This design comes from an exercise in tuning for small area on the open sky130 flow, not from production work. Function was checked by simulation only, so behaviour that the tests miss may differ from the original. Not every run is shown, and edits may drop behaviour that the tests do not exercise. Power and IR drop assume default switching activity.

Fig. 1: run 1, local utilization
The die is cut into 23 by 23 equal tiles; dark blue is low, red is high, 0 to 100% covered.
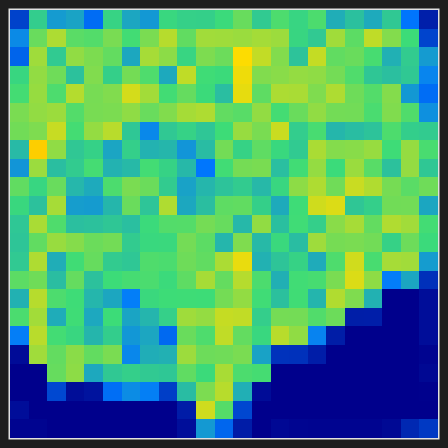
Fig. 2: run 1, the metal 4 layer
Drawn at 1 px/um.
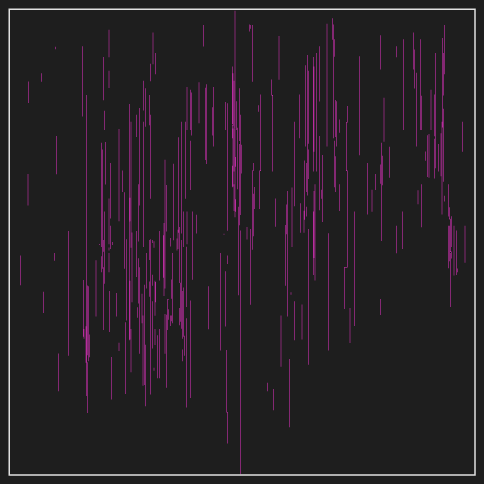
Fig. 3: run 1, routed metal, one colour a layer
Drawn at 1 px/um.
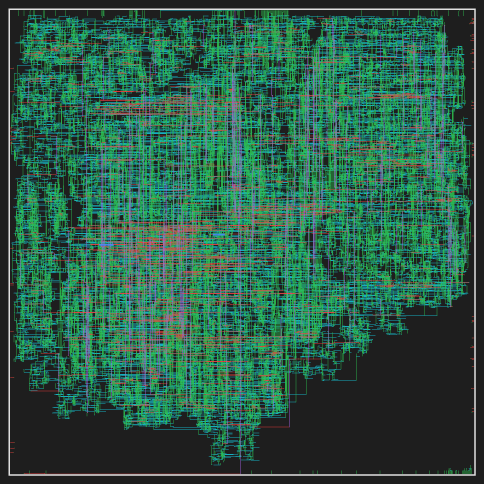
Fig. 4: run 1, the clock network
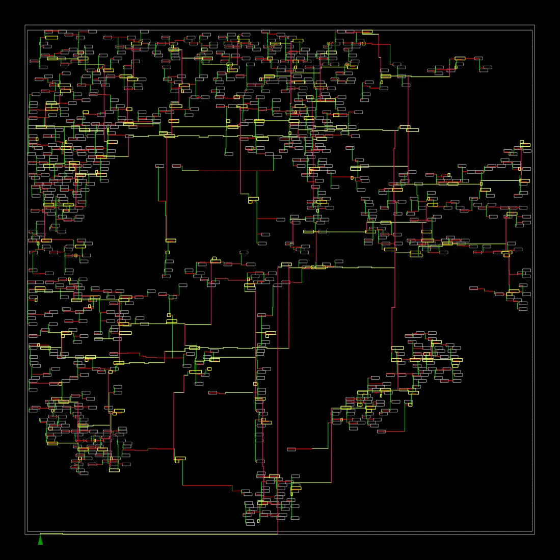
$ cat run.sh
#!/bin/bash
# synth_recipe.tcl (not shown) runs the flow's synth.tcl, then flattens the netlist and writes it again
# the make line also repeats each setting of config.mk as NAME=value (left out here)
make -C /OpenROAD-flow-scripts/flow DESIGN_CONFIG=/design/flow/config.mk WORK_HOME=/design/flow/orfs CLKGATE_MAP_FILE= SYNTH_SCRIPT=/design/flow/synth_recipe.tcl finish
$ cat config.mk
export PLATFORM = sky130hd
export DESIGN_NAME = xiaoxiaxiadahuaidan
export DESIGN_NICKNAME = xiaoxiaxiadahuaidan
export VERILOG_FILES = /design/flow/design.v
export SDC_FILE = /design/flow/constraint.sdc
export NUM_CORES = 4
export LEC_CHECK = 0
export CAP_MARGIN = 20
export CORE_MARGIN = 2
export CORE_UTILIZATION = 40
export SLEW_MARGIN = 20
$ cat constraint.sdc
create_clock -name core_clock -period 12.5 [get_ports {clk}]
set_input_delay 2.5000 -clock core_clock [delete_from_list [all_inputs] [get_ports {clk}]]
set_output_delay 2.5000 -clock core_clock [all_outputs]
set_load 0.01 [all_outputs]
$ cat design.v
`timescale 1ns / 1ps
`timescale 1ns / 1ps
module xiaoxiaxiadahuaidan(clk,rst,zero,cpl,cpr,dirl,dirr,pwm1,doutb,dinb,rstb,enb,addrb,web,web1,doutb1,dinb1,enb1,addrb1,d1,d2,d3,d4,d5);
input clk;    
input rst; 
input zero;
input[31:0] doutb;
input[31:0] doutb1;
output reg[31:0] dinb;
output reg rstb;
output reg enb;
output reg[31:0] addrb;
output reg[3:0] web;
output reg[31:0] dinb1;
output reg enb1;
output reg[3:0] web1;
output reg[31:0] addrb1;
output cpl;   
output cpr;
output dirl; 
output dirr;
output pwm1;
output d1;   output d2;  output d3;  output d4; output d5;
reg cpl;
reg cpr;
reg dirl;
reg dirr;
reg pwm1;
reg d1; reg d2; reg d3; reg d4;reg d5;
reg[31:0] addr;   
integer ok;
integer start_en;
integer start_s;
integer rst_en;
integer cnt_mem;    
integer cnt_mem1;  
integer qq;         
integer qq1;
integer judge_1;
integer state_1;   
integer en_button1;
integer cnt_button;
integer  desx_to10,desy_to10;
integer selfx_to10,selfy_to10;
integer  finish1,finish2,finish0,first;
integer xx,yy,xxx,yyy;
integer stepxy;
integer stepx,stepy;
integer a1,b1,c1;   
reg[31:0] en_read,en_write;         
integer pread,pwrite;        
integer cnt_read;
integer remindsx,remindsy,reminddx,reminddy;
integer abcd;
integer x,y;
 integer mx;            
 integer game_end;          
 reg[2:0] xy_state;  
 integer l_dir;          
 integer r_dir;
 integer l_cp;
 integer r_cp;
 integer xys_state;        
 integer en_xy;           
reg[159:0] mema [0:79];  
reg [15:0] mema0[0:84];  reg[15:0] mema1[0:84];
reg[31:0] zancun1;
reg[31:0] zancun2;
reg[31:0] zancun3;
reg[31:0] zancun4;
reg[31:0] zancun5;
 reg [159:0] row;     
 reg [159:0] row1;
 reg [159:0] row2;
 reg [159:0] row3;
 reg[16:0] dx;     
 reg[16:0] dy;
reg data;
 reg data1,data11;
 reg data2,data22;
 reg data3,data33;
 reg data4,data44;
 reg data6,data66;
 reg data7,data77;
 reg data8,data88;
 reg data9,data99;
 reg data_flag;
 reg [3:0] main_state;
reg [15:0] self_row; 
reg [15:0] self_col;   
reg [15:0] des_row;   
reg [15:0] des_col;   
  reg en_front;  
  reg en_behind;  
  integer step_x;
  integer c_x;    
  integer x_state;
reg en_left;  
   reg en_right; 
   integer step_y;  
   integer c_y; 
   integer y_state;
integer zdown_state;
reg[32:0] counter; 
reg[32:0] counter1;
reg[32:0] counterd;
reg[32:0] counterd1;
reg[64:0] countera;  
integer lala;
parameter 
   Idle=4'b0001,     
   Scan=4'b0010,    
   Write=4'b0100; 
reg[32:0] counter_n;
reg[32:0] counter1_n;
reg[32:0] counterd_n;
reg[32:0] counterd1_n;
reg cpl_n;
reg cpr_n;
reg[15:0] des_col_n;
reg[15:0] des_row_n;
integer finish1_n;
reg[3:0] main_state_n;
integer mx_n;
reg[15:0] self_col_n;
reg[15:0] self_row_n;
integer step_x_n;
integer x_state_n;
reg[2:0] xy_state_n;
integer xys_state_n;
integer y_state_n;
always @(posedge clk)
        begin
counter_n = counter; counter1_n = counter1; counterd_n = counterd; counterd1_n = counterd1; cpl_n = cpl; cpr_n = cpr; des_col_n = des_col; des_row_n = des_row; finish1_n = finish1; main_state_n = main_state; mx_n = mx; self_col_n = self_col; self_row_n = self_row; step_x_n = step_x; x_state_n = x_state; xy_state_n = xy_state; xys_state_n = xys_state; y_state_n = y_state;
if((rst==0)&&(zero==0))
             begin
             if(zero==1)  game_end=1; 
           else   game_end=0;    
                   ok=0;
                start_en<=1;
                start_s<=0;       
                addr=32'h7FFF_F000;  dinb=0;  rstb=0;  enb=0;  web=4'b0000;  
                cnt_mem=0;    qq=0;  qq1=0;        
            enb1=0; web=4'b0000;  cnt_mem1=0;addrb1=32'h40000000;   cnt_read=0;
              main_state_n=Idle;
                 d5=1;
     first=1; finish0=0;            
en_read=0; en_write=1; 
desx_to10=0;  desy_to10=0;
selfx_to10=0; selfy_to10=0; 
stepx=0;stepy=0;stepxy=0;
xx=0;yy=0;xxx=0;yyy=0;
begin finish1=0; finish1_n = finish1; end  finish2=0;
a1=0;   b1=0;  c1=0;
abcd=0;
state_1=0;       
judge_1=0;
d1=0;
d2=0;
d3=0;
d4=0;
remindsx=0;remindsy=0;reminddx=0;reminddy=0;
mx_n=0;
l_cp<=0;
r_cp<=0;
r_dir<=0;
l_dir<=0;
xys_state_n=0;
xy_state_n=0;
en_xy<=1;
         data=0;
          x<=0;
          y<=0;  
          data1=0; data11=0;
          data2=0; data22=0;
          data3=0; data33=0;
          data4=0; data44=0;
          data6=0; data66=0;
          data7=0; data77=0;
          data8=0; data88=0;
          data9=0; data99=0;
          data_flag<=0;
          row=0;
          row1=0;
          row2=0;
          row3=0;
   en_front<=0;
      en_behind<=0;  
      step_x_n=0;
      c_x<=0;
      x_state_n=0;
 en_left<=0;
       en_right<=0; 
       step_y<=0;
       c_y<=0;
       y_state_n=0;
 enb1=1; web1=4'b0001; dinb1=32'b00000000_00000000_00000000_00000000;   
  counter_n=0;
  counter1_n=0;
  counterd_n=0;
  counterd1_n=0;
  countera=0; lala=0; dx<=0; dy<=0;
  self_row_n=16'd0; self_col_n=16'd0; des_row_n=16'd0; des_col_n=16'd0;
  zdown_state<=0; pwm1<=0; cpl_n=0; cpr_n=0; dirl<=0; dirr<=0; addrb=0;
end         
else if ((rst==1)&&(game_end==0))               
 begin
 case(main_state)
 Idle: 
 begin  
 des_row_n=16'd0;des_col_n=16'd0;   
 self_row_n=16'd0;self_col_n=16'd0;zdown_state<=0;
 enb1=1; web1=4'b0001; dinb1=32'b00000000_00000000_00000000_00000001;  
 if(zdown_state)         begin z_up; countera = countera + 1;
                                if(countera ==64'd3000)    begin lala=1;countera=0;end end  
  if(!x_state)            begin x_step;end
  if((mx==1)&&(!y_state)) begin y_step;end                                                                                     
  if((!zdown_state) && (x_state) && (y_state)) begin main_state_n=Scan; x_state_n=0; y_state_n=0; end
  else begin  main_state_n=Idle;end 
 end
 Scan:
 begin   
                    enb1=0;    
                    if((en_read==0))  
                         begin
                        d1=1;d2=0;d3=0;d4=0;
                            if(cnt_read==0) begin   addrb=addr+32'b00000000_00000000_00000000_00010000; enb=1;web=4'b0000;  cnt_read =1; end
                            else if(cnt_read==1)  cnt_read=2;
                            else if(cnt_read==2)  cnt_read=3;
                             else if(cnt_read==3) begin     en_read=doutb;     enb=0; cnt_read=0;  end
                          end
                   if(en_read==1)
                         begin      d1=0;d2=1;d3=0;d4=0;enb1=1; web1=4'b0001; dinb1=32'b00000000_00000000_00000000_00000000;   
                                       if(cnt_mem==0) begin   addrb=addr;  enb=1; cnt_mem =1; end
                                        else if(cnt_mem==1)  cnt_mem=2;
                                        else if(cnt_mem==2)  cnt_mem=3;
                                        else if(cnt_mem==3)
                                             begin
                                            zancun1[31:0]=doutb;
                                           selfx_to10=zancun1[31]+zancun1[30]*2+zancun1[29]*4+zancun1[28]*8+zancun1[27]*16+zancun1[26]*32+zancun1[25]*64;
                                           selfy_to10=zancun1[23]+zancun1[22]*2+zancun1[21]*4+zancun1[20]*8+zancun1[19]*16+zancun1[18]*32+zancun1[17]*64+zancun1[16]*128;
                                           desx_to10=zancun1[15]+zancun1[14]*2+zancun1[13]*4+zancun1[12]*8+zancun1[11]*16+zancun1[10]*32+zancun1[9]*64;
                                           desy_to10=zancun1[7]+zancun1[6]*2+zancun1[5]*4+zancun1[4]*8+zancun1[3]*16+zancun1[2]*32+zancun1[1]*64+zancun1[0]*128;
                                           if((remindsx==selfx_to10)&&(remindsy==selfy_to10)&&(reminddx==desx_to10)&&(reminddy==desy_to10))     begin    begin main_state=Scan; main_state_n = main_state; end   enb1=1;web1=4'b0001; dinb1=32'b00000000_00000000_00000000_00000001;     end
                                       else begin
                                             remindsx=selfx_to10;remindsy=selfy_to10;reminddx=desx_to10;reminddy=desy_to10;  
                                            begin main_state=Write; main_state_n = main_state; end  
                                             end
                                            cnt_mem=0; en_read=0; enb=0; 
                                            pread=0;
                                            if((desx_to10==0)&&(desy_to10==0))  game_end=1; 
                                            end   
                                      end    
 end                 
 Write: 
  begin         
if(finish1==0)
                begin
                if((self_row==selfx_to10)&&(self_col==selfy_to10))   begin begin finish1=1; finish1_n = finish1; end  finish2=0; begin x_state=0; x_state_n = x_state; end  begin y_state=0; y_state_n = y_state; end  first=0; finish0=0;begin main_state=Write; main_state_n = main_state; end   end
                 else    
                   begin   
                      if((first==0)&&(finish0==0))  
                        begin
                        if(zdown_state) begin   z_up; countera = countera + 1;
                               if(countera ==64'd3000)   begin  lala=1;countera=0;  end end
                        else begin  finish0=1;  end
                        end
                        if((first==1)||(finish0==1))
                        begin
                        begin des_col=selfy_to10; des_col_n = des_col; end  begin des_row=selfx_to10; des_row_n = des_row; end   
                         if(!x_state)            begin x_step;end
                         if((mx==1)&&(!y_state)) begin y_step;end                                                                                     
                         if(x_state && y_state) begin  begin finish1=1; finish1_n = finish1; end finish2=0;begin x_state=0; x_state_n = x_state; end  begin y_state=0; y_state_n = y_state; end begin main_state=Write; main_state_n = main_state; end first=0; finish0=0; end  
                       end
                    end
                  end 
   else if((finish1==1)&&(finish2==0))
               begin
                 begin des_col=desy_to10; des_col_n = des_col; end  begin des_row=desx_to10; des_row_n = des_row; end    
                 xx=desx_to10-selfx_to10;    yy=desy_to10-selfy_to10;  
                     if(xx>0) xxx=xx;  else xxx=selfx_to10-desx_to10;      
                     if(yy>0) yyy=yy;  else yyy=selfy_to10-desy_to10;      
                     if((xx>0)&&(yy>0)) begin xy_state=2'b10; xy_state_n = xy_state; end   else if((xx>0)&&(yy<0)) begin xy_state=2'b11; xy_state_n = xy_state; end   else if((xx<0)&&(yy<0))  begin xy_state=2'b01; xy_state_n = xy_state; end   else if((xx<0)&&(yy>0)) begin begin xy_state=2'b00; xy_state_n = xy_state; end end
                 if(!xx && !yy) begin main_state_n=Scan; finish1_n=0;enb1=1;    web1=4'b0001; dinb1=32'b00000000_00000000_00000000_00000001; end 
                 else   
                 begin
                   if(!zdown_state)  begin  z_down; countera = countera + 1;   if(countera ==64'd3000) begin lala=0;countera=0; end   end 
                    if(zdown_state)
                     begin
                       if(xx==0) begin    if(!y_state) begin  y_step; end
                                          if(y_state)  begin   begin y_state=0; y_state_n = y_state; end     finish2=1;  end       
                                  end
                       else if(yy==0)  begin  if(!x_state) begin x_step;end
                                              if(x_state)  begin   begin x_state=0; x_state_n = x_state; end  begin mx=0; mx_n = mx; end    finish2=1; end  
                                        end
                       else if(xxx==yyy) begin    if(!xys_state) begin b1=1; stepxy=xxx; xy_step;  end   
                                                if(xys_state)  begin  begin xys_state=0; xys_state_n = xys_state; end  finish2=1; b1=0; begin self_col=des_col; self_col_n = self_col; end  begin self_row=des_row; self_row_n = self_row; end  en_xy<=1; end
                                         end
                      else 
                         begin 
                           if(xxx<yyy)   
                                begin
                                   if(a1==0) begin     if(!y_state) begin  b1=1; stepy=(yyy-xxx)/2;  y_step;end
                                                       if(y_state)  begin   begin y_state=0; y_state_n = y_state; end    a1=1;b1=0; end   end    
                                   else if(a1==1) begin   if(!xys_state) begin b1=1; stepxy=xxx; xy_step;  end   
                                                          if(xys_state)  begin  begin xys_state=0; xys_state_n = xys_state; end  a1=2;b1=0; en_xy<=1;  end   end  
                                    else if(a1==2) begin if(!y_state) begin  b1=1;  stepy=yyy-xxx-((yyy-xxx)/2);   y_step;end
                                                          if(y_state)  begin   begin y_state=0; y_state_n = y_state; end     finish2=1; a1=0;  b1=0;begin self_col=des_col; self_col_n = self_col; end  begin self_row=des_row; self_row_n = self_row; end  end   end
                                  end
                          else 
                                 begin 
                                 if(a1==0) begin     if(!x_state) begin  b1=1; stepx=(xxx-yyy)/2;  x_step;end
                                                      if(x_state)  begin   begin x_state=0; x_state_n = x_state; end  begin mx=0; mx_n = mx; end    a1=1; b1=0;  end   end    
                                 else if(a1==1) begin   if(!xys_state) begin  b1=1;  stepxy=yyy; xy_step;  end   
                                                        if(xys_state)  begin  begin xys_state=0; xys_state_n = xys_state; end  a1=2; b1=0;en_xy<=1;   end   end  
                                 else if(a1==2) begin if(!x_state) begin  b1=1;   stepx=xxx-yyy-((xxx-yyy)/2);   x_step;end
                                                       if(x_state)  begin   begin x_state=0; x_state_n = x_state; end  begin mx=0; mx_n = mx; end    finish2=1; a1=0;b1=0; begin self_col=des_col; self_col_n = self_col; end  begin self_row=des_row; self_row_n = self_row; end  end   end
                                 end
                         end  
                     end   
                 end     
               end  
    else if(finish2==1)
                begin     
                   begin finish1=0; finish1_n = finish1; end     finish2=0;  begin main_state=Scan; main_state_n = main_state; end   
               enb1=1;    web1=4'b0001; dinb1=32'b00000000_00000000_00000000_00000001;
                end   
  end 
 default:  main_state_n=Idle;
 endcase
end  
 else if((game_end==1)||(zero==1))      
  begin
  d1=0;d2=0;d3=1;d4=0;
  des_row_n=0;
  des_col_n=0;
 if((zdown_state))         begin z_up; countera = countera + 1;
                                 if(countera ==64'd3000)    begin lala=1;countera=0;end end  
if((!zdown_state))
begin   
  if(!x_state)            begin x_step;end
  if((mx==1)&&(!y_state)) begin y_step;end             
  end
  end      
counter <= counter_n; counter1 <= counter1_n; counterd <= counterd_n; counterd1 <= counterd1_n; cpl <= cpl_n; cpr <= cpr_n; des_col <= des_col_n; des_row <= des_row_n; finish1 <= finish1_n; main_state <= main_state_n; mx <= mx_n; self_col <= self_col_n; self_row <= self_row_n; step_x <= step_x_n; x_state <= x_state_n; xy_state <= xy_state_n; xys_state <= xys_state_n; y_state <= y_state_n;
end
task z_up; 
begin
begin counterd = 0; counterd_n = counterd; end  begin counterd1 = 0; counterd1_n = counterd1; end  begin counter = counter + 1; counter_n = counter; end 
if(counter ==32'd3)      begin counter_n = 0; counter1_n= counter1 + 1; end
if(counter1 == 8'd1)       begin pwm1<= 1;end
else if(counter1==8'd10)   begin pwm1<= 0;end
else if(counter1==64'd300) begin counter1_n=0; if (lala==1) begin  zdown_state<=0; if((game_end==1)||(zero==1)) abcd=1;
                                                                    end end end
endtask
task z_down;
begin 
begin counter=0; counter_n = counter; end  begin counter1=0; counter1_n = counter1; end  counterd_n = counterd + 1;
if(counterd ==32'd3)       begin counterd_n = 0; counterd1_n= counterd1 + 1; end
if(counterd1 == 8'd1)        begin pwm1 <= 1;end
else if(counterd1 ==8'd20)   begin pwm1 <= 0;end
else if(counterd1 ==16'd300) begin counterd1_n=0; if(lala==0)begin zdown_state<=1;end end end
endtask 
task y_step;
 begin
     if(b1==0)
      begin
         if(des_col>self_col)  begin en_right<=0;en_left<=1;step_y<=((des_col-self_col)*10);end
         if(des_col<self_col)  begin en_left<=0;en_right<=1;step_y<=((self_col-des_col)*10);end    
         if(des_col==self_col) begin en_left<=0;en_right<=0;step_y<=0;end       
       end
    else begin
        if(yy>0 && yy<256)  begin  en_right<=0;en_left<=1;step_y<=stepy*10;end
        else                begin  en_left<=0;en_right<=1;step_y<=stepy*10;end
     end
 if(dy==16'd3)
    begin
    cpl_n=0;
    cpr_n=0;
    dy<=0;
    end
    else 
    dy<=dy+1;
    if(dy==0)
    begin
 if((c_y==step_y-1)||(step_y==0))    
             begin
             c_y<=0;
             en_left<= 0;
             en_right <= 0;
             y_state_n=1;
             mx_n=0;   
             self_col_n=des_col;
             end
   else    c_y <= c_y +1;
 if(en_right==1)
 begin
 dirl<=0; 
 dirr<=0;
  begin cpl=1; cpl_n = cpl; end 
  begin cpr=1; cpr_n = cpr; end 
 end
else if(en_left==1)
begin
 dirl<=1;  
 dirr<=1;
  begin cpl=1; cpl_n = cpl; end 
  begin cpr=1; cpr_n = cpr; end 
 end 
 end
 end    
 endtask 
task x_step;
  begin
  if(b1==0)
  begin
     if(des_row>self_row)  begin en_front<=0;en_behind<=1;step_x_n=((des_row-self_row)*10);end
     if(des_row<self_row)  begin en_front<=1;en_behind<=0;step_x_n=((self_row-des_row)*10);end    
     if(des_row==self_row) begin en_front<=0;en_behind<=0;step_x_n=0;end     
  end
   else begin
     if(xx>0 && xx<256)  begin en_front<=0;en_behind<=1;step_x_n=stepx*10; end
     else begin en_front<=1;en_behind<=0;step_x_n=stepx*10; end
   end
if(dx==16'd3)
begin
cpl_n=0;
cpr_n=0;
dx<=0;
end
else 
dx<=dx+1;
if(dx==0)
begin
  if((c_x==step_x-1)||(step_x==0))    
              begin
              c_x<=0;
              en_front<= 0;
              en_behind<= 0;
              x_state_n=1;
              mx_n=1;
              self_row_n=des_row;
              end
          else    c_x <= c_x +1;
  if(en_front==1)
  begin
  dirl<=0; 
  dirr<=1;
  begin cpl=1; cpl_n = cpl; end 
  begin cpr=1; cpr_n = cpr; end 
  end
 else if(en_behind==1)
 begin
  dirl<=1; 
  dirr<=0;
   begin cpl=1; cpl_n = cpl; end 
   begin cpr=1; cpr_n = cpr; end 
  end
  end
  end     
  endtask 
task xy_step;
 begin
   if(b1==0) begin step_x=20; step_x_n = step_x; end      
   else begin step_x=stepxy*20; step_x_n = step_x; end 
    case(xy_state)
  2'b00: 
      begin
      l_cp<=0;
      r_cp<=1;    
      l_dir<=1;
      r_dir<=1;    
      end
  2'b01:       
     begin
     l_cp<=1;
      r_cp<=0;  
     l_dir<=0;
     r_dir<=1;     
     end
  2'b10: 
     begin
     l_cp<=1;
      r_cp<=0;  
     l_dir<=1;
     r_dir<=1; 
     end
  2'b11: 
     begin
     l_cp<=0;
      r_cp<=1;  
     l_dir<=1;
     r_dir<=0;
     end
  endcase
 if(dx==3)
 begin
 cpl_n=0;
 cpr_n=0;
 dx<=0;
 end
 else 
 dx<=dx+1;
 if(dx==0)
 begin
   if(c_x==step_x-1)   
               begin
               c_x<=0;
               xys_state_n=1;
               en_xy<=0;
               end
           else    c_x <= c_x +1;
 if(en_xy==1)
 begin
 dirl<=l_dir;
 dirr<=r_dir;
 cpl_n=l_cp;
 cpr_n=r_cp;
 end
end         
   end     
   endtask 
endmodule
==> metrics.md, run 1 <==
| Metric | Value |
|---|---|
| Sequential share of power | `0.247` |
| GR Layer Usage met2 | `0.439` |
| Footprint of the multi-input gates | `0.0624 mm2` |
| Fraction of registers with async set/reset | `0` |
| Top cells by area, synth | `dfxtp_1 22%, ha_1 15%, a21oi_1 6.0%` |
| Main combinational cell family by area after synthesis | `compound AO/OA/AOI/OAI gates` |
| Worst Max-Slew Pin Slew | `1.18 ns` |
| Synth unique cells | `125` |
| Comb power | `6.37 mW` |
| Final Hold Violating Endpoints | `0` |
| Met3 WL | `18300 um` |
| Resize count post-CTS | `3` |
| Commonest non-fill, non-tap cell in the layout | `nor2_1` |
| Most common cell in the netlist | `nor2_1` |
| WS Path Type | `reg -> reg` |
| Finished Cell Area | `0.0945 mm2` |
| Commonest register cell after synthesis | `dfxtp_1` |
| Reg2reg path depth | `65` |
| Iter 0 DRT Violations | `6494` |
| MaxCap Viol Count | `0` |
| H-tree level count | `3` |
| Critical Path Fanout Max | `5` |
| Total power | `12.9 mW` |
| Tap Cells | `2805` |
| Postcts setup bufs | `0` |
| Met1 WL | `129000 um` |
| Die ar. | `0.216 mm2` |
| R2R Setup Slk | `0.69 ns` |
| Outcome | `no timing/DRC/antenna violations` |
| Xor and xnor area share after synthesis | `0.0933` |
| Hold Path Class | `reg -> reg` |
| Antenna Nets Post-Route | `0` |
| Top cells by count, synth | `1190 x nor2_1, 1024 x a21oi_1, 1001 x ha_1` |
| Die H | `464 um` |
| Worst EP required | `13.14 ns` |
| Non-filler instance count after layout | `14316` |
| Pint | `7.45 mW` |
| DP Worst Slack | `-0.0129 ns` |
| Top-area cell type share of the netlist area | `0.215` |
| Port bufs | `77` |
| Post-route setup TNS | `0 ns` |
| Seq pwr | `3.19 mW` |
| Inverters excl. clock | `592` |
| Endpoint, Worst Hold | `xy_state[2]` |
| Most frequent cells in the layout | `1171 x nor2_1, 1008 x a21oi_1, 992 x ha_1, 923 x nand2_1, 908 x dfxtp_1` |
| Gpl congestion | `0.971` |
| Setup-failing EPs final | `0` |
| TritonCTS clock tree | `built` |
| Switching Share | `0.424` |
| Buf/Inv on CP | `6` |
| Clock Path Buffers | `3` |
| Clk root buf | `clkbuf_16` |
| GR peak layer | `met2` |
| Row Count | `168` |
| Power Density | `137 mW/mm2` |
| Combinational power share | `0.492` |
| Fraction of area in non-clock buffers | `0.0453` |
Back to the opening pictures, Fig. 1:
nearly empty tiles: 13%
mean over tiles: 42%
tiles over 75% full: 0.20%
fullest tile: 77%
emptiest ninth of the die: lower right
Core Area: 0.210 mm2
final core occ: 0.450
Initial Util: 0.403

Back to the opening pictures, Fig. 2:
main direction: vertical
share of all routed wire: 4.6%
vias post-DR: 82966
drt total wl: 297000 um

Back to the opening pictures, Fig. 3:
legend:
  metal 4:
    colour: purple
    wire_length: 13700 um
  metal 5:
    colour: blue
    wire_length: 23.0 um
  metal 1:
    colour: cyan
    wire_length: 129 mm
  metal 2:
    colour: green
    wire_length: 137 mm
  metal 3:
    colour: red
    wire_length: 18300 um
gr usage total: 0.264
Avg WL per Cell: 20.8 um

Back to the opening pictures, Fig. 4:
Inserted Clock Buffers: 108
Clk. pwr: 3.38 mW
TritonCTS Sinks: 912

==> run 2: a larger rewrite; changed files in full <==
==> design.v <==
module xiaoxiaxiadahuaidan(clk,rst,zero,cpl,cpr,dirl,dirr,pwm1,doutb,dinb,rstb,enb,addrb,web,web1,doutb1,dinb1,enb1,addrb1,d1,d2,d3,d4,d5);
input clk;
input rst;
input zero;
input [31:0] doutb;
input [31:0] doutb1;
output [31:0] dinb;
output rstb;
output reg enb;
output [31:0] addrb;
output [3:0] web;
output [31:0] dinb1;
output reg enb1;
output [3:0] web1;
output [31:0] addrb1;
output reg cpl;
output reg cpr;
output reg dirl;
output reg dirr;
output reg pwm1;
output reg d1;
output reg d2;
output reg d3;
output reg d4;
output d5;
localparam IDLE = 2'd0, SCAN = 2'd1, WRITE = 2'd2;
assign dinb = 32'd0;
assign rstb = 1'b0;
assign web = 4'b0000;
assign web1 = 4'b0001;
assign addrb1 = 32'h40000000;
assign d5 = 1'b1;
reg a4;
reg dinb1_0;
assign addrb = {27'h3FFFF80, a4, 4'b0000};
assign dinb1 = {31'd0, dinb1_0};
reg [1:0] ms;
reg game_end;
reg [1:0] er;            
reg [1:0] cnt_read, cnt_mem;
reg [6:0] sx, ex;        
reg [7:0] sy, ey;        
reg finish1, finish2, finish0, first;
reg [1:0] a1;
reg b1;
reg [5:0] stepx;
reg [6:0] stepy, stepxy;
reg mx, xys_state, en_xy;
reg l_cp, r_cp, l_dir, r_dir;
reg en_front, en_behind, en_left, en_right;
reg [7:0] kx, qx, ky, qy;    
reg [3:0] rx, ry;
reg x_state, y_state;
reg [1:0] dx, dy;
reg zdown, lala;
reg [11:0] countera;
reg [1:0] counter, counterd;
reg [8:0] counter1, counterd1;
reg [6:0] des_row, self_row;
reg [7:0] des_col, self_col;
reg enb_n, enb1_n, a4_n, dinb1_n, d1_n, d2_n, d3_n, d4_n;
reg [1:0] ms_n;
reg game_end_n;
reg [1:0] er_n, cnt_read_n, cnt_mem_n;
reg [6:0] sx_n, ex_n;
reg [7:0] sy_n, ey_n;
reg finish1_n, finish2_n, finish0_n, first_n;
reg [1:0] a1_n;
reg b1_n;
reg [5:0] stepx_n;
reg [6:0] stepy_n, stepxy_n;
reg mx_n, xys_state_n, en_xy_n;
reg l_cp_n, r_cp_n, l_dir_n, r_dir_n;
reg en_front_n, en_behind_n, en_left_n, en_right_n;
reg [7:0] kx_n, qx_n, ky_n, qy_n, kx_v;
reg [3:0] rx_n, ry_n;
reg x_state_n, y_state_n;
reg [1:0] dx_n, dy_n;
reg zdown_n, lala_n;
reg [11:0] countera_n;
reg [1:0] counter_n, counterd_n, counter_v;
reg [8:0] counter1_n, counterd1_n;
reg [6:0] des_row_n, self_row_n, des_row_v;
reg [7:0] des_col_n, self_col_n, des_col_v;
reg cpl_n, cpr_n, dirl_n, dirr_n, pwm1_n;
wire [6:0] psx = {doutb[25],doutb[26],doutb[27],doutb[28],doutb[29],doutb[30],doutb[31]};
wire [7:0] psy = {doutb[16],doutb[17],doutb[18],doutb[19],doutb[20],doutb[21],doutb[22],doutb[23]};
wire [6:0] pex = {doutb[9],doutb[10],doutb[11],doutb[12],doutb[13],doutb[14],doutb[15]};
wire [7:0] pey = {doutb[0],doutb[1],doutb[2],doutb[3],doutb[4],doutb[5],doutb[6],doutb[7]};
wire xpos = ex > sx;
wire xz = ex == sx;
wire ypos = ey > sy;
wire yz = ey == sy;
wire [6:0] xxx = xpos ? ex - sx : sx - ex;
wire [7:0] yyy = ypos ? ey - sy : sy - ey;
wire xlty = {1'b0, xxx} < yyy;
wire xeqy = {1'b0, xxx} == yyy;
wire [7:0] dyx = yyy - {1'b0, xxx};
wire [6:0] dxy = xxx - yyy[6:0];
task z_up;
begin
  counterd_n = 0; counterd1_n = 0;
  counter_v = counter + 2'd1; counter_n = counter_v;
  if (counter_v == 2'd3) begin counter_n = 0; counter1_n = counter1 + 9'd1; end
  if (counter1 == 9'd1) pwm1_n = 1;
  else if (counter1 == 9'd10) pwm1_n = 0;
  else if (counter1 == 9'd300) begin counter1_n = 0; if (lala_n) zdown_n = 0; end
  countera_n = countera_n + 12'd1;
  if (countera_n == 12'd3000) begin lala_n = 1; countera_n = 0; end
end
endtask
task z_down;
begin
  counter_n = 0; counter1_n = 0;
  counterd_n = counterd + 2'd1;
  if (counterd == 2'd3) begin counterd_n = 0; counterd1_n = counterd1 + 9'd1; end
  if (counterd1 == 9'd1) pwm1_n = 1;
  else if (counterd1 == 9'd20) pwm1_n = 0;
  else if (counterd1 == 9'd300) begin counterd1_n = 0; if (!lala_n) zdown_n = 1; end
  countera_n = countera_n + 12'd1;
  if (countera_n == 12'd3000) begin lala_n = 0; countera_n = 0; end
end
endtask
task inc_cx;
begin
  if (rx == 4'd9) begin rx_n = 0; if (qx != 8'd255) qx_n = qx + 8'd1; end
  else rx_n = rx + 4'd1;
end
endtask
task inc_cy;
begin
  if (ry == 4'd9) begin ry_n = 0; if (qy != 8'd255) qy_n = qy + 8'd1; end
  else ry_n = ry + 4'd1;
end
endtask
task x_step;
begin
  if (!b1_n) begin
    if (des_row_v > self_row) begin en_front_n = 0; en_behind_n = 1; kx_n = {1'b0, des_row_v - self_row}; end
    if (des_row_v < self_row) begin en_front_n = 1; en_behind_n = 0; kx_n = {1'b0, self_row - des_row_v}; end
    if (des_row_v == self_row) begin en_front_n = 0; en_behind_n = 0; kx_n = 0; end
  end else begin
    if (xpos) begin en_front_n = 0; en_behind_n = 1; end
    else begin en_front_n = 1; en_behind_n = 0; end
    kx_n = {2'b0, stepx_n};
  end
  if (dx == 2'd3) begin cpl_n = 0; cpr_n = 0; end
  dx_n = dx + 2'd1;
  if (dx == 2'd0) begin
    if ((rx == 4'd9 && qx == kx - 8'd1) || kx == 8'd0) begin
      qx_n = 0; rx_n = 0; en_front_n = 0; en_behind_n = 0; x_state_n = 1; mx_n = 1; self_row_n = des_row_v;
    end else inc_cx;
    if (en_front) begin dirl_n = 0; dirr_n = 1; cpl_n = 1; cpr_n = 1; end
    else if (en_behind) begin dirl_n = 1; dirr_n = 0; cpl_n = 1; cpr_n = 1; end
  end
end
endtask
task y_step;
begin
  if (!b1_n) begin
    if (des_col_v > self_col) begin en_right_n = 0; en_left_n = 1; ky_n = des_col_v - self_col; end
    if (des_col_v < self_col) begin en_left_n = 0; en_right_n = 1; ky_n = self_col - des_col_v; end
    if (des_col_v == self_col) begin en_left_n = 0; en_right_n = 0; ky_n = 0; end
  end else begin
    if (ypos) begin en_right_n = 0; en_left_n = 1; end
    else begin en_left_n = 0; en_right_n = 1; end
    ky_n = {1'b0, stepy_n};
  end
  if (dy == 2'd3) begin cpl_n = 0; cpr_n = 0; end
  dy_n = dy + 2'd1;
  if (dy == 2'd0) begin
    if ((ry == 4'd9 && qy == ky - 8'd1) || ky == 8'd0) begin
      qy_n = 0; ry_n = 0; en_left_n = 0; en_right_n = 0; y_state_n = 1; mx_n = 0; self_col_n = des_col_v;
    end else inc_cy;
    if (en_right) begin dirl_n = 0; dirr_n = 0; cpl_n = 1; cpr_n = 1; end
    else if (en_left) begin dirl_n = 1; dirr_n = 1; cpl_n = 1; cpr_n = 1; end
  end
end
endtask
task xy_step;
begin
  if (!b1_n) kx_v = 8'd2; else kx_v = {stepxy_n, 1'b0};
  kx_n = kx_v;
  l_cp_n = (xpos == ypos);
  r_cp_n = (xpos != ypos);
  l_dir_n = xpos | ypos;
  r_dir_n = !(xpos & !ypos);
  if (dx == 2'd3) begin cpl_n = 0; cpr_n = 0; end
  dx_n = dx + 2'd1;
  if (dx == 2'd0) begin
    if (rx == 4'd9 && qx == kx_v - 8'd1) begin qx_n = 0; rx_n = 0; xys_state_n = 1; en_xy_n = 0; end
    else inc_cx;
    if (en_xy) begin dirl_n = l_dir; dirr_n = r_dir; cpl_n = l_cp; cpr_n = r_cp; end
  end
end
endtask
always @(posedge clk) begin
  enb_n = enb; enb1_n = enb1; a4_n = a4; dinb1_n = dinb1_0; d1_n = d1; d2_n = d2; d3_n = d3; d4_n = d4;
  ms_n = ms; game_end_n = game_end; er_n = er; cnt_read_n = cnt_read; cnt_mem_n = cnt_mem;
  sx_n = sx; ex_n = ex; sy_n = sy; ey_n = ey;
  finish1_n = finish1; finish2_n = finish2; finish0_n = finish0; first_n = first;
  a1_n = a1; b1_n = b1; stepx_n = stepx; stepy_n = stepy; stepxy_n = stepxy;
  mx_n = mx; xys_state_n = xys_state; en_xy_n = en_xy;
  l_cp_n = l_cp; r_cp_n = r_cp; l_dir_n = l_dir; r_dir_n = r_dir;
  en_front_n = en_front; en_behind_n = en_behind; en_left_n = en_left; en_right_n = en_right;
  kx_n = kx; qx_n = qx; ky_n = ky; qy_n = qy; rx_n = rx; ry_n = ry; kx_v = kx;
  x_state_n = x_state; y_state_n = y_state; dx_n = dx; dy_n = dy;
  zdown_n = zdown; lala_n = lala; countera_n = countera;
  counter_n = counter; counterd_n = counterd; counter1_n = counter1; counterd1_n = counterd1; counter_v = counter;
  des_row_n = des_row; self_row_n = self_row; des_row_v = des_row;
  des_col_n = des_col; self_col_n = self_col; des_col_v = des_col;
  cpl_n = cpl; cpr_n = cpr; dirl_n = dirl; dirr_n = dirr; pwm1_n = pwm1;
  if (!rst && !zero) begin
    game_end_n = 0; a4_n = 0; enb_n = 0; enb1_n = 1; dinb1_n = 0;
    ms_n = IDLE; d1_n = 0; d2_n = 0; d3_n = 0; d4_n = 0;
    er_n = 0; cnt_read_n = 0; cnt_mem_n = 0;
    sx_n = 0; ex_n = 0; sy_n = 0; ey_n = 0;
    stepx_n = 0; stepy_n = 0; stepxy_n = 0;
    finish1_n = 0; finish2_n = 0; finish0_n = 0; first_n = 1;
    a1_n = 0; b1_n = 0; mx_n = 0;
    l_cp_n = 0; r_cp_n = 0; l_dir_n = 0; r_dir_n = 0;
    xys_state_n = 0; en_xy_n = 1;
    en_front_n = 0; en_behind_n = 0; en_left_n = 0; en_right_n = 0;
    kx_n = 0; qx_n = 0; rx_n = 0; x_state_n = 0;
    ky_n = 0; qy_n = 0; ry_n = 0; y_state_n = 0;
    counter_n = 0; counter1_n = 0; counterd_n = 0; counterd1_n = 0;
    countera_n = 0; lala_n = 0; dx_n = 0; dy_n = 0;
    self_row_n = 0; self_col_n = 0; des_row_n = 0; des_col_n = 0;
    zdown_n = 0; pwm1_n = 0; cpl_n = 0; cpr_n = 0; dirl_n = 0; dirr_n = 0;
  end else if (rst && !game_end) begin
    case (ms)
    IDLE: begin
      des_row_n = 0; des_col_n = 0; self_row_n = 0; self_col_n = 0; zdown_n = 0;
      enb1_n = 1; dinb1_n = 1;
      if (zdown) z_up;
      if (!x_state) x_step;
      if (mx && !y_state) y_step;
      if (!zdown && x_state && y_state) begin ms_n = SCAN; x_state_n = 0; y_state_n = 0; end
      else ms_n = IDLE;
    end
    SCAN: begin
      enb1_n = 0;
      if (er_n == 2'd0) begin
        d1_n = 1; d2_n = 0; d3_n = 0; d4_n = 0;
        case (cnt_read_n)
          2'd0: begin a4_n = 1; enb_n = 1; cnt_read_n = 1; end
          2'd1: cnt_read_n = 2;
          2'd2: cnt_read_n = 3;
          2'd3: begin er_n = (doutb == 32'd0) ? 2'd0 : (doutb == 32'd1) ? 2'd1 : 2'd2; enb_n = 0; cnt_read_n = 0; end
        endcase
      end
      if (er_n == 2'd1) begin
        d1_n = 0; d2_n = 1; d3_n = 0; d4_n = 0; enb1_n = 1; dinb1_n = 0;
        case (cnt_mem_n)
          2'd0: begin a4_n = 0; enb_n = 1; cnt_mem_n = 1; end
          2'd1: cnt_mem_n = 2;
          2'd2: cnt_mem_n = 3;
          2'd3: begin
            if (psx == sx && psy == sy && pex == ex && pey == ey) begin
              ms_n = SCAN; enb1_n = 1; dinb1_n = 1;
            end else ms_n = WRITE;
            sx_n = psx; sy_n = psy; ex_n = pex; ey_n = pey;
            cnt_mem_n = 0; er_n = 0; enb_n = 0;
            if (pex == 7'd0 && pey == 8'd0) game_end_n = 1;
          end
        endcase
      end
    end
    WRITE: begin
      if (!finish1) begin
        if (self_row == sx && self_col == sy) begin
          finish1_n = 1; finish2_n = 0; x_state_n = 0; y_state_n = 0; first_n = 0; finish0_n = 0; ms_n = WRITE;
        end else begin
          if (!first_n && !finish0_n) begin
            if (zdown) z_up;
            else finish0_n = 1;
          end
          if (first_n || finish0_n) begin
            des_col_v = sy; des_col_n = sy; des_row_v = sx; des_row_n = sx;
            if (!x_state) x_step;
            if (mx && !y_state) y_step;
            if (x_state && y_state) begin
              finish1_n = 1; finish2_n = 0; x_state_n = 0; y_state_n = 0; ms_n = WRITE; first_n = 0; finish0_n = 0;
            end
          end
        end
      end else if (!finish2_n) begin
        des_col_v = ey; des_col_n = ey; des_row_v = ex; des_row_n = ex;
        if (xz && yz) begin
          ms_n = SCAN; finish1_n = 0; enb1_n = 1; dinb1_n = 1;
        end else begin
          if (!zdown) z_down;
          if (zdown) begin
            if (xz) begin
              if (!y_state) y_step;
              if (y_state) begin y_state_n = 0; finish2_n = 1; end
            end else if (yz) begin
              if (!x_state) x_step;
              if (x_state) begin x_state_n = 0; mx_n = 0; finish2_n = 1; end
            end else if (xeqy) begin
              if (!xys_state) begin b1_n = 1; stepxy_n = xxx; xy_step; end
              if (xys_state) begin xys_state_n = 0; finish2_n = 1; b1_n = 0; self_col_n = des_col_v; self_row_n = des_row_v; en_xy_n = 1; end
            end else if (xlty) begin
              if (a1_n == 2'd0) begin
                if (!y_state) begin b1_n = 1; stepy_n = dyx[7:1]; y_step; end
                if (y_state) begin y_state_n = 0; a1_n = 1; b1_n = 0; end
              end else if (a1_n == 2'd1) begin
                if (!xys_state) begin b1_n = 1; stepxy_n = xxx; xy_step; end
                if (xys_state) begin xys_state_n = 0; a1_n = 2; b1_n = 0; en_xy_n = 1; end
              end else if (a1_n == 2'd2) begin
                if (!y_state) begin b1_n = 1; stepy_n = dyx - {1'b0, dyx[7:1]}; y_step; end
                if (y_state) begin y_state_n = 0; finish2_n = 1; a1_n = 0; b1_n = 0; self_col_n = des_col_v; self_row_n = des_row_v; end
              end
            end else begin
              if (a1_n == 2'd0) begin
                if (!x_state) begin b1_n = 1; stepx_n = dxy[6:1]; x_step; end
                if (x_state) begin x_state_n = 0; mx_n = 0; a1_n = 1; b1_n = 0; end
              end else if (a1_n == 2'd1) begin
                if (!xys_state) begin b1_n = 1; stepxy_n = yyy[6:0]; xy_step; end
                if (xys_state) begin xys_state_n = 0; a1_n = 2; b1_n = 0; en_xy_n = 1; end
              end else if (a1_n == 2'd2) begin
                if (!x_state) begin b1_n = 1; stepx_n = dxy - {1'b0, dxy[6:1]}; x_step; end
                if (x_state) begin x_state_n = 0; mx_n = 0; finish2_n = 1; a1_n = 0; b1_n = 0; self_col_n = des_col_v; self_row_n = des_row_v; end
              end
            end
          end
        end
      end else begin
        finish1_n = 0; finish2_n = 0; ms_n = SCAN; enb1_n = 1; dinb1_n = 1;
      end
    end
    default: ms_n = IDLE;
    endcase
  end else begin
    d1_n = 0; d2_n = 0; d3_n = 1; d4_n = 0;
    des_row_n = 0; des_col_n = 0;
    if (zdown) z_up;
    if (!zdown) begin
      if (!x_state) x_step;
      if (mx && !y_state) y_step;
    end
  end
  enb <= enb_n; enb1 <= enb1_n; a4 <= a4_n; dinb1_0 <= dinb1_n; d1 <= d1_n; d2 <= d2_n; d3 <= d3_n; d4 <= d4_n;
  ms <= ms_n; game_end <= game_end_n; er <= er_n; cnt_read <= cnt_read_n; cnt_mem <= cnt_mem_n;
  sx <= sx_n; ex <= ex_n; sy <= sy_n; ey <= ey_n;
  finish1 <= finish1_n; finish2 <= finish2_n; finish0 <= finish0_n; first <= first_n;
  a1 <= a1_n; b1 <= b1_n; stepx <= stepx_n; stepy <= stepy_n; stepxy <= stepxy_n;
  mx <= mx_n; xys_state <= xys_state_n; en_xy <= en_xy_n;
  l_cp <= l_cp_n; r_cp <= r_cp_n; l_dir <= l_dir_n; r_dir <= r_dir_n;
  en_front <= en_front_n; en_behind <= en_behind_n; en_left <= en_left_n; en_right <= en_right_n;
  kx <= kx_n; qx <= qx_n; ky <= ky_n; qy <= qy_n; rx <= rx_n; ry <= ry_n;
  x_state <= x_state_n; y_state <= y_state_n; dx <= dx_n; dy <= dy_n;
  zdown <= zdown_n; lala <= lala_n; countera <= countera_n;
  counter <= counter_n; counterd <= counterd_n; counter1 <= counter1_n; counterd1 <= counterd1_n;
  des_row <= des_row_n; self_row <= self_row_n; des_col <= des_col_n; self_col <= self_col_n;
  cpl <= cpl_n; cpr <= cpr_n; dirl <= dirl_n; dirr <= dirr_n; pwm1 <= pwm1_n;
end
endmodule
Fig. 5: run 2, local utilization
Drawn at 1.5 px/um. The die is cut into 23 by 23 equal tiles; dark blue is low, red is high, 0 to 100% covered.
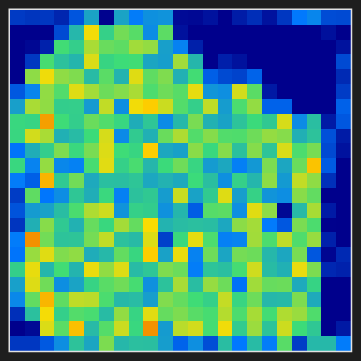
mean over tiles: 39%
nearly empty tiles: 13%
fullest tile: 84%
tiles over 75% full: 1.9%
emptiest ninth of the die: upper right
Initial Util: 0.406
Core Area: 0.0491 mm2
final core occ: 0.428

Fig. 6: run 2, the metal 4 layer
Drawn at 2 px/um.
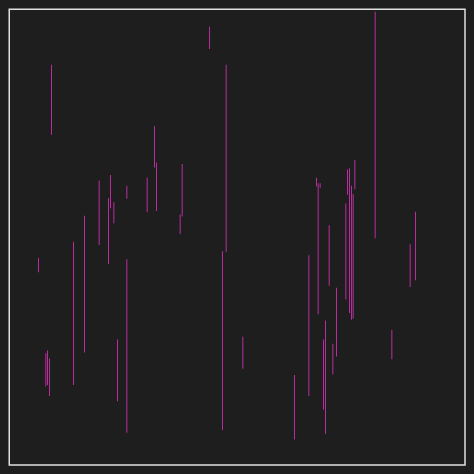
main direction: vertical
nets with wire on the layer: 36
share of all routed wire: 2.3%
longest straight run: 113 um
vias post-DR: 19360
drt total wl: 66800 um

Fig. 7: run 2, cell sizes after repair
Drawn at 2 px/um.
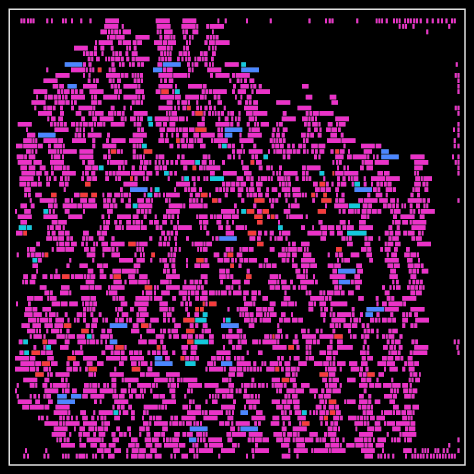
legend:
  _6 and larger:
    colour: blue
    cells: 30
    share: 1.1%
  _3 and _4 cells:
    colour: cyan
    cells: 36
    share: 1.4%
  _2 cells:
    colour: red
    cells: 75
    share: 2.8%
  _0 and _1 cells:
    colour: magenta
    cells: 2499
    share: 95%
area growth from synthesis to layout: 5.32%
fin worst setup slack: 5.22 ns
Finished Cell Area: 0.0210 mm2

==> run 2 against run 1 <==
  * Still clean
  * Routed wire length fell by 78%
  * Clock skew fell by 0.091 ns
  * Non-clock buffer count fell by 465
  * Clock power fell by 83%
  * Fmax rose by 62%
  * Sequential share of layout area fell by 0.82 points
  * Die area fell by 76%
  * Hold slack improved by 0.015 ns
  * Clock-buffer cell count fell by 117
  * Cell count fell by 77%
  * Register-to-register slack improved by 4.5 ns
  * Critical endpoint is now self_col[3]
==> metrics.md, run 2 <==
| Metric | Value |
|---|---|
| Critical Path Fanout Max | `23 (was 5)` |
| Endpoint, Worst Hold | `stepy[3] (was xy_state[2])` |
| Postcts setup bufs | `0 (unchanged)` |
| Post-route setup TNS | `0 ns (unchanged)` |
| TritonCTS Sinks | `194 (was 912)` |
| Top cells by area, synth | `dfxtp_1 19%, ha_1 11%, a21oi_1 6.3% (was dfxtp_1 22%, ha_1 15%, a21oi_1 6.0%)` |
| Worst Max-Slew Pin Slew | `1.09 ns (was 1.18 ns)` |
| Clock Path Buffers | `2 (was 3)` |
| Hold Path Class | `reg -> reg (unchanged)` |
| Sequential share of power | `0.265 (was 0.247)` |
| Inverters excl. clock | `173 (was 592)` |
| WS Path Type | `reg -> reg (unchanged)` |
| GR Layer Usage met2 | `0.423 (was 0.439)` |
| Pint | `1.64 mW (was 7.45 mW)` |
| Worst EP required | `12.89 ns (was 13.14 ns)` |
| Most common cell in the netlist | `a21oi_1 (was nor2_1)` |
| Fraction of registers with async set/reset | `0 (unchanged)` |
| Gr usage total | `0.256 (was 0.264)` |
| Main combinational cell family by area after synthesis | `compound AO/OA/AOI/OAI gates (unchanged)` |
| Die ar. | `0.0516 mm2 (was 0.216 mm2)` |
| Setup-failing EPs final | `0 (unchanged)` |
| Top-area cell type share of the netlist area | `0.195 (was 0.215)` |
| Xor and xnor area share after synthesis | `0.0623 (was 0.0933)` |
| Buf/Inv on CP | `2 (was 6)` |
| Iter 0 DRT Violations | `1734 (was 6494)` |
| Outcome | `no timing/DRC/antenna violations (unchanged)` |
| H-tree level count | `4 (was 3)` |
| Met1 WL | `30300 um (was 129000 um)` |
| DP Worst Slack | `5.47 ns (was -0.0129 ns)` |
| Most frequent cells in the layout | `251 x a21oi_1, 240 x nor2_1, 222 x nand2_1, 194 x dfxtp_1, 170 x inv_1 (was 1171 x nor2_1, 1008 x a21oi_1, 992 x ha_1, 923 x nand2_1, 908 x dfxtp_1)` |
| Inserted Clock Buffers | `17 (was 108)` |
| Comb power | `1.68 mW (was 6.37 mW)` |
| Clk root buf | `clkbuf_16 (unchanged)` |
| Commonest non-fill, non-tap cell in the layout | `a21oi_1 (was nor2_1)` |
| Reg2reg path depth | `19 (was 65)` |
| Avg WL per Cell | `20.2 um (was 20.8 um)` |
| Met3 WL | `4200 um (was 18300 um)` |
| Total power | `3.08 mW (was 12.9 mW)` |
| Top cells by count, synth | `251 x a21oi_1, 242 x nor2_1, 222 x nand2_1 (was 1190 x nor2_1, 1024 x a21oi_1, 1001 x ha_1)` |
| Clk. pwr | `0.583 mW (was 3.38 mW)` |
| Tap Cells | `664 (was 2805)` |
| Antenna Nets Post-Route | `0 (unchanged)` |

## what the ideal ports hide
The results above use ideal ports. As a check the final layouts listed here were re-extracted and re-timed, cells and wires unchanged.
Step 1 sets driving cells, clkbuf_16 on the clock port and buf_2 on the other inputs (assumed; they add their load-dependent delay and slew).
Step 2, shift: input delay + t, output delay - t, t = (earliest + latest rising clock arrival at the registers) / 2. This alone moves slack from input paths to output paths.
Three values: ideal ports, drivers, drivers and shift; two values: the first two.
run	t, ns	slack for setup (ns)	slew at the worst register clock pin (ns)	worst data-port slew with drivers (ns)	cell pins on the clock port's net
run 1	0.866	0.688 / 0.688 / 0.688	0.08 / 0.08	0.04	1
run 2	0.555	5.216 / 5.216 / 5.216	0.09 / 0.09	0.05	1
After both steps every run listed still meets setup and hold.
